From an optimization exercise on the open Yosys and OpenROAD flow, aimed at small area; shortcuts taken in it are not production practice.
Function was checked by simulation only, so behaviour that the tests miss may differ from the original.

--- design/flow/run.sh ---
#!/bin/bash
# synth_recipe.tcl (not shown) runs the flow's synth.tcl, then flattens the netlist and writes it again
# the make line also repeats each setting of config.mk as NAME=value (left out here)
make -C /OpenROAD-flow-scripts/flow DESIGN_CONFIG=/design/flow/config.mk WORK_HOME=/design/flow/orfs CLKGATE_MAP_FILE= SYNTH_SCRIPT=/design/flow/synth_recipe.tcl finish
--- design/flow/config.mk ---
export PLATFORM = sky130hd
export DESIGN_NAME = msg_extractor_fsm
export DESIGN_NICKNAME = msg_extractor_fsm
export VERILOG_FILES = /design/flow/design.v
export SDC_FILE = /design/flow/constraint.sdc
export NUM_CORES = 4
export LEC_CHECK = 0
export CAP_MARGIN = 20
export CORE_MARGIN = 2
export CORE_UTILIZATION = 40
export SLEW_MARGIN = 20
--- design/flow/constraint.sdc ---
create_clock -name core_clock -period 5.0 [get_ports {clk}]
set_input_delay 1.0000 -clock core_clock [delete_from_list [all_inputs] [get_ports {clk}]]
set_output_delay 1.0000 -clock core_clock [all_outputs]
set_load 0.01 [all_outputs]
--- design/flow/design.v ---
`timescale 1ns / 100ps
module msg_extractor_fsm (
  input   clk, reset_n, in_valid, in_startofpacket, in_endofpacket, in_error,
  input   [63:0]  in_data,
  input   [2:0]   in_empty,
  output  reg in_ready, out_valid,
  output  reg [255:0] out_data,
  output  reg [31:0]  out_bytemask
  );
  reg     [3:0]   state, nextstate;
  reg     [15:0]  msg_count, nx_msg_count;
  reg     [15:0]  msg_length, nx_msg_length;
  reg     [255:0] payload0, nx_payload0;
  reg     [31:0]  payload0_mask, nx_payload0_mask;
  reg     [255:0] payload, nx_payload;
  reg     [31:0]  payload_mask, nx_payload_mask;
  reg             vout, nx_vout;
  parameter IDLE          = 3'd0,
            PARTIAL_PKT   = 3'd1,
            SPLIT_LEN_PKT = 3'd2,
            FULL_PKT      = 3'd3,
            LAST_PKT      = 3'd4;
  always @(posedge clk or negedge reset_n)
  begin
    if (!reset_n)
    begin
      state         <= IDLE;
      msg_count     <= 16'd0;
      msg_length    <= 16'd0;
      payload       <= 256'd0;
      payload0      <= 256'd0;
      vout          <= 1'b0;
      payload_mask  <= 32'd0;
      payload0_mask <= 32'd0;
    end
    else begin
      state         <= nextstate;
      msg_count     <= nx_msg_count;
      msg_length    <= nx_msg_length;
      payload       <= nx_payload;
      payload0      <= nx_payload0;
      vout          <= nx_vout;
      payload_mask  <= nx_payload_mask;
      payload0_mask <= nx_payload0_mask;
    end
  end
  always @(state or vout or payload or payload_mask or msg_count)
  begin
    if (msg_count==16'd0) in_ready = 1'b1;
    else                  in_ready = 1'b0;
    out_valid = vout;
    out_data  = payload;
    out_bytemask = payload_mask;
  end
  always @(in_data or in_valid or in_error or in_startofpacket or in_endofpacket or
            state or msg_length or msg_count or payload or payload0 or payload_mask or payload0_mask)
  begin
    nextstate       = IDLE;
    nx_msg_count    = 16'd0;
    nx_msg_length   = 16'd0;
    nx_payload      = 256'd0;
    nx_payload0     = 256'd0;;
    nx_vout         = 1'b0;
    nx_payload_mask = 32'd0;
    nx_payload0_mask= 32'd0;
    case (state)
      IDLE: if (in_valid & in_startofpacket & !in_error)
            begin
              nextstate       = PARTIAL_PKT;
              nx_msg_count    = in_data[63:48];
              nx_msg_length   = in_data[47:32] - 16'd4;
              nx_payload0     = in_data[31:0];
              nx_payload      = 256'd0;
              nx_vout         = 1'b0;
              nx_payload_mask = 32'd0;
              nx_payload0_mask= {4{1'b1}};
            end
      PARTIAL_PKT:
            if (in_valid & !in_error)
            begin
              if (msg_length == 16'd0)
              begin
                if (msg_count > 0)
                  nextstate   = PARTIAL_PKT;
                else
                  nextstate   = LAST_PKT;
                nx_msg_count  = msg_count - 16'd1;
                nx_msg_length = in_data[63:48] - 16'd6;
                nx_payload    = 256'd0;
                nx_payload0   = in_data[47:0];
                nx_vout       = 1'b1;
                nx_payload_mask = 32'd0;
                nx_payload0_mask= {6{1'b1}};
              end
              else if (msg_length == 16'd1)
              begin
                if (msg_count > 0)
                  nextstate   = PARTIAL_PKT;
                else
                  nextstate   = LAST_PKT;
                nx_msg_count  = msg_count - 16'd1;
                nx_msg_length = in_data[55:40] - 16'd5;
                nx_payload    = {payload0,in_data[63:56]};
                nx_payload0   = in_data[39:0];
                nx_vout         = 1'b1;
                nx_payload_mask = {payload0_mask , 1'b1} ;
                nx_payload0_mask= {5{1'b1}};
              end
              else if (msg_length == 16'd2)
              begin
                if (msg_count > 0)
                  nextstate   = PARTIAL_PKT;
                else
                  nextstate   = LAST_PKT;
                nx_msg_count  = msg_count - 16'd1;
                nx_msg_length = in_data[47:32] - 16'd4;
                nx_payload    = {payload0 , in_data[63:48]};
                nx_payload0   = in_data[31:0];
                nx_vout         = 1'b1;
                nx_payload_mask = {payload0_mask , {2{1'b1}}} ;
                nx_payload0_mask= {4{1'b1}};
              end
              else if (msg_length == 16'd3)
              begin
                if (msg_count > 0)
                  nextstate   = PARTIAL_PKT;
                else
                  nextstate   = LAST_PKT;
                nx_msg_count  = msg_count - 16'd1;
                nx_msg_length = in_data[39:24] - 16'd3;
                nx_payload    = {payload0 , in_data[63:40]};
                nx_payload0   = in_data[23:0];
                nx_vout         = 1'b1;
                nx_payload_mask = {payload0_mask , {3{1'b1}}} ;
                nx_payload0_mask= {3{1'b1}};
              end
              else if (msg_length == 16'd4)
              begin
                if (msg_count > 0)
                  nextstate   = PARTIAL_PKT;
                else
                  nextstate   = LAST_PKT;
                nx_msg_count  = msg_count - 16'd1;
                nx_msg_length = in_data[31:16] - 16'd2;
                nx_payload    = {payload0 , in_data[63:32]};
                nx_payload0   = in_data[15:0];
                nx_vout         = 1'b1;
                nx_payload_mask = {payload0_mask , {4{1'b1}}} ;
                nx_payload0_mask= {2{1'b1}};
              end
              else if (msg_length == 16'd5)
              begin
                if (msg_count > 0)
                  nextstate   = PARTIAL_PKT;
                else
                  nextstate   = LAST_PKT;
                nx_msg_count  = msg_count - 16'd1;
                nx_msg_length = in_data[23:8] - 16'd1;
                nx_payload    = {payload0 , in_data[63:24]};
                nx_payload0   = in_data[7:0];
                nx_vout         = 1'b1;
                nx_payload_mask = {payload0_mask , {5{1'b1}}} ;
                nx_payload0_mask= 1'b1;
              end
              else if (msg_length == 16'd6)
              begin
                if (msg_count > 0)
                  nextstate   = PARTIAL_PKT;
                else
                  nextstate   = LAST_PKT;
                nx_msg_count  = msg_count - 16'd1;
                nx_msg_length = in_data[15:0];
                nx_payload    = {payload0 , in_data[63:16]};
                nx_payload0   = 256'd0;;
                nx_vout         = 1'b1;
                nx_payload_mask = {payload0_mask , {6{1'b1}}} ;
                nx_payload0_mask= 32'd0;
              end
              else if (msg_length == 16'd7)
              begin
                nextstate     = SPLIT_LEN_PKT;
                nx_msg_count  = msg_count - 16'd1;
                nx_msg_length = in_data[7:0];
                nx_payload    = {payload0 , in_data[63:8]};
                nx_payload0   = 256'd0;;
                nx_vout         = 1'b1;
                nx_payload_mask = {payload0_mask , {7{1'b1}}} ;
                nx_payload0_mask= 32'd0;
              end
              else begin  
                if (msg_count == 0)
                  nextstate   = LAST_PKT;
                else
                  nextstate   = FULL_PKT;
                nx_msg_count  = msg_count;
                nx_msg_length = msg_length - 16'd8;
                nx_payload    = {payload0 , in_data[63:0]};
                nx_payload0   = 256'd0;;
                nx_vout         = 1'b0;
                nx_payload_mask = {payload0_mask , {8{1'b1}}} ;
                nx_payload0_mask= 32'd0;
              end
            end
      SPLIT_LEN_PKT:
            if (in_valid & !in_error)
            begin
              nextstate     = FULL_PKT;
              nx_msg_count  = msg_count;
              nx_msg_length = {msg_length, in_data[63:56]} - 16'd7;
              nx_payload    = in_data[55:0];
              nx_payload0   = 256'd0;;
              nx_vout         = 1'b0;
              nx_payload_mask = {payload0_mask , {7{1'b1}}} ;
              nx_payload0_mask= 32'd0;
            end
      FULL_PKT:
            if (in_valid & !in_error)
            begin
              if (msg_length == 16'd0)
              begin
                if (msg_count > 0)
                  nextstate   = PARTIAL_PKT;
                else
                  nextstate   = LAST_PKT;
                nx_msg_count  = msg_count - 16'd1;
                nx_msg_length = in_data[63:48] - 16'd6;
                nx_payload    = 256'd0;
                nx_payload0   = in_data[47:0];
                nx_vout         = 1'b1;
                nx_payload_mask = 32'd0;
                nx_payload0_mask= {6{1'b1}};
              end
              else if (msg_length == 16'd1)
              begin
                if (msg_count > 0)
                  nextstate   = PARTIAL_PKT;
                else
                  nextstate   = LAST_PKT;
                nx_msg_count  = msg_count - 16'd1;
                nx_msg_length = in_data[55:40] - 16'd5;
                nx_payload    = {payload0,in_data[63:56]};
                nx_payload0   = in_data[39:0];
                nx_vout         = 1'b1;
                nx_payload_mask = {payload_mask , 1'b1} ;
                nx_payload0_mask= {5{1'b1}};
              end
              else if (msg_length == 16'd2)
              begin
                if (msg_count > 0)
                  nextstate   = PARTIAL_PKT;
                else
                  nextstate   = LAST_PKT;
                nx_msg_count  = msg_count - 16'd1;
                nx_msg_length = in_data[47:32] - 16'd4;
                nx_payload    = {payload, in_data[63:48]};
                nx_payload0   = in_data[31:0];
                nx_vout         = 1'b1;
                nx_payload_mask = {payload_mask , {2{1'b1}}} ;
                nx_payload0_mask= {4{1'b1}};
              end
              else if (msg_length == 16'd3)
              begin
                if (msg_count > 0)
                  nextstate   = PARTIAL_PKT;
                else
                  nextstate   = LAST_PKT;
                nx_msg_count  = msg_count - 16'd1;
                nx_msg_length = in_data[39:24] - 16'd3;
                nx_payload    = {payload , in_data[63:40]};
                nx_payload0   = in_data[23:0];
                nx_vout         = 1'b1;
                nx_payload_mask = {payload_mask , {3{1'b1}}} ;
                nx_payload0_mask= {3{1'b1}};
              end
              else if (msg_length == 16'd4)
              begin
                if (msg_count > 0)
                  nextstate   = PARTIAL_PKT;
                else
                  nextstate   = LAST_PKT;
                nx_msg_count  = msg_count - 16'd1;
                nx_msg_length = in_data[31:16] - 16'd2;
                nx_payload    = {payload , in_data[63:32]};
                nx_payload0   = in_data[15:0];
                nx_vout         = 1'b1;
                nx_payload_mask = {payload_mask , {4{1'b1}}} ;
                nx_payload0_mask= {2{1'b1}};
              end
              else if (msg_length == 16'd5)
              begin
                if (msg_count > 0)
                  nextstate   = PARTIAL_PKT;
                else
                  nextstate   = LAST_PKT;
                nx_msg_count  = msg_count - 16'd1;
                nx_msg_length = in_data[23:8] - 16'd1;
                nx_payload    = {payload , in_data[63:24]};
                nx_payload0   = in_data[7:0];
                nx_vout         = 1'b1;
                nx_payload_mask = {payload_mask , {5{1'b1}}} ;
                nx_payload0_mask= 1'b1;
              end
              else if (msg_length == 16'd6)
              begin
                if (msg_count > 0)
                  nextstate   = PARTIAL_PKT;
                else
                  nextstate   = LAST_PKT;
                nx_msg_count  = msg_count - 16'd1;
                nx_msg_length = in_data[15:0];
                nx_payload    = {payload , in_data[63:16]};
                nx_payload0   = 256'd0;;
                nx_vout         = 1'b1;
                nx_payload_mask = {payload_mask , {6{1'b1}}} ;
                nx_payload0_mask= 32'd0;
              end
              else if (msg_length == 16'd7)
              begin
                nextstate     = SPLIT_LEN_PKT;
                nx_msg_count  = msg_count - 16'd1;
                nx_msg_length = in_data[7:0];
                nx_payload    = {payload , in_data[63:8]};
                nx_payload0   = 256'd0;;
                nx_vout         = 1'b1;
                nx_payload_mask = {payload_mask , {7{1'b1}}} ;
                nx_payload0_mask= 32'd0;
              end
              else  
              begin
                nextstate     = FULL_PKT;
                nx_msg_count  = msg_count;
                nx_msg_length = msg_length - 16'd8;
                nx_payload    = {payload , in_data[63:0]};
                nx_payload0   = 256'd0;;
                nx_vout         = 1'b0;
                nx_payload_mask = {payload_mask , {8{1'b1}}} ;
                nx_payload0_mask= 32'd0;
              end
            end
      LAST_PKT:
            begin
              nextstate     = IDLE;
              nx_msg_count  = 16'd0;
              nx_msg_length = 16'd0;
              nx_payload    = 256'd0;
              nx_payload0   = 256'd0;;
              nx_vout       = 1'b0;
              nx_payload_mask = {payload_mask , {8{1'b1}}};
              nx_payload0_mask= 32'd0;
            end
    endcase
  end
endmodule
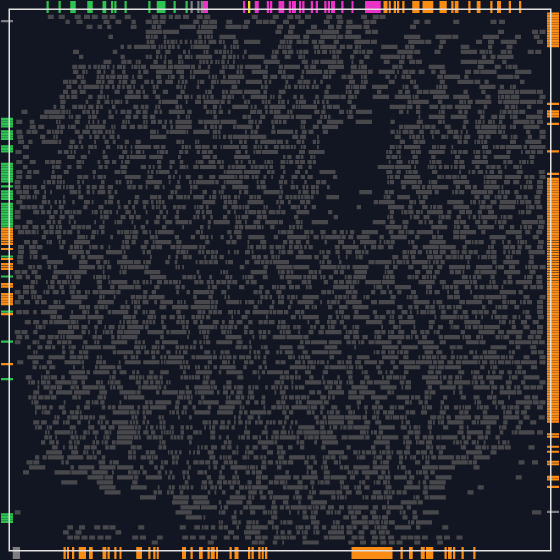
pinout.png
Pins as bars across the die edge, other pins in gray.
magenta -> `out_bytemask`  # pins 32, direction output, edge top
yellow -> `out_valid`  # pins 1, direction output, edge top
green -> `in_data`  # pins 64, direction input, edge 43 left, 21 top
orange -> `out_data`  # pins 256, direction output, edge 128 right, 76 bottom, 31 top, 21 left
all pins by edge = 129 right, 89 top, 80 bottom, 65 left
Port Buffer Count: 358
Die Span X: 293 um

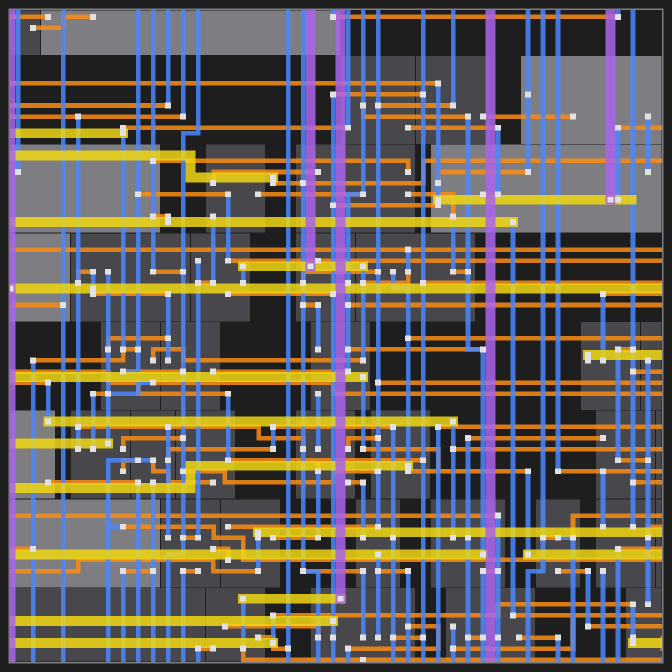
closeup.png
Region (63, 63) to (83, 83) um. Cells in gray, sequential cells in the stronger gray; small squares are vias.
blue -> M2
orange -> M1
yellow -> M3
purple -> M4
cells with their middle in the window = 33
most frequent = a21oi_1 (9)
sequential cells in the window = 4
netlist names of flops here include = `payload0` (4)

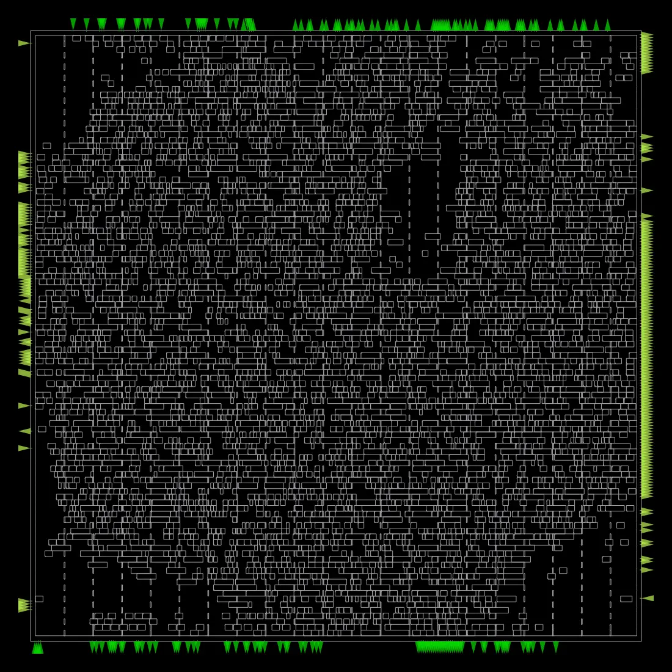
placed.png
Seq/total area: 23.8%
FP Rows: 106
Tap Count: 1080
fillers: 8246
Seq cells: 378

==> reports/metrics.yaml <==
grt_pass1_vias: 36600
setup_ws_ns: 0.952
critPathCaptureType: "register"
cp-startpoint: "msg_length[0]"
clk-power_mw: 3.95
cts_sinks: 378
dr_total_vias: 39000
antenna_found_initial: 1
slew_headroom_pct: 18.2
drive_above_1_share_pct: 7.40
cap_violations: 0
period_needed_ns: 4.05
drc_errors: 0
firstDrtPassIters: 8
power.share.switching_pct: 32.2
ctsHtreeMaxLevel: 2
rsz0062_at_grt: "false"
powerDensity_nw_per_um2: 223
worstSetupStartpointType: "register"
hold_slack_ns: 0.406
slew_viol_final: 0
required_ns: 5.53
synth_top_family_by_area: "compound AO/OA/AOI/OAI gates"
clock_latency_ns: 0.63
status: "complete, no violations"
p_switching_mw: 2.85
skew_ns: 0.0232
path_max_fanout: 50
hold_class: "input port to async pin"
cts_tree: "yes"
power_leakage_nw: 14.2
ioPinCount: 363
coreArea_sq_um: 83300
synthSimpleGateAreaFrac_pct: 14.3
syn_to_final_growth_pct: 18.5
layout_commonest_cell: "nand2_1"
clk_pin_slew_ns: 0.06
reg2reg_depth: 6
power.group.top: "clock"
avgRoutedWirePerCell_um: 31.6
gp_congestion: 1.01
n_antenna_cell: 0
p_int_mw: 6.02
setup_violations: 0
drt-total-wl_um: 171000
synth_top_area_cell: "dfrtp_1"
cts_buffers: 49
synth-compound-area-share_pct: 38.2
post_cts_buffers: 0
grt_max_degree: 180
worst_pin_slew_ns: 1.23
final_util_pct: 47.6
first_iter_violations: 5599
reg2reg_to: "payload[14]"
dp_cells: 5332
synth_nets: 4346
viasPerCell: 7.19
hold_violations: 0
cts_resized: 0
avgSynthCellArea_sq_um: 7.86
routing by layer:
| layer | wire [um] | track usage [%] | vias to the layer above |
|---|---|---|---|
| li1 | - | - | 16500 |
| met1 | 64700 | 49.6 | 18900 |
| met2 | 75500 | 58.7 | 2923 |
| met3 | 19100 | 7.18 | 604 |
| met4 | 11900 | 22.8 | 2 |
| met5 | 59 | 0 | - |
registers in the layout, indices dropped and copies added (netlist names):
| name | count |
|---|---|
| msg_count | 16 |
| msg_length | 16 |
| vout | 1 |
| payload_mask | 32 |
| state | 3 |
| payload0 | 48 |
| payload | 256 |
| payload0_mask | 6 |
critical path, stage by stage (launching register included):
cell,delay [ns]
dfrtp_4,0.75
buf_4,0.72
nor2b_1,0.28
nand2_4,0.66
nand3_1,0.82
a311o_1,0.59
o221ai_1,0.07
cell type report:
cell class                      count  area, sq um  share of cell area (%)
Timing Repair Buffer              534         5230                    13.2
Clock inverter                     14          231                   0.583
Clock buffer                       73         1510                    3.80
Tap cell                         1080         1350                    3.41
Sequential cell                   378         9460                    23.8
Inverter                           46          173                   0.435
Multi-Input combinational cell   3295        21700                    54.7

==> afterwards: timing with drivers on the ports <==
No port has a modelled driver above. Below, the same layout with a new extraction and two added sets of constraints.
Step 1: set_driving_cell puts a clkbuf_16 on clk and a buf_2 on each other input, an assumption about the parent block.
Step 2 adds t to the input delays and takes it off the output delays; t is the mean of the earliest and latest rising clock arrival at the registers after step 1. Input paths then give back, and output paths get back, about the clock's delay inside the block.
Three values: ideal, step 1, step 2; two values: the first two.
shift t [ns]: 0.687
slack for setup (ns): 0.952 / 0.952 / 0.866
worst setup path at the end: input to register
After both steps this run still meets setup and hold. The setup slack of this run moves by 0.000 ns with the drivers and by -0.086 ns with both steps.
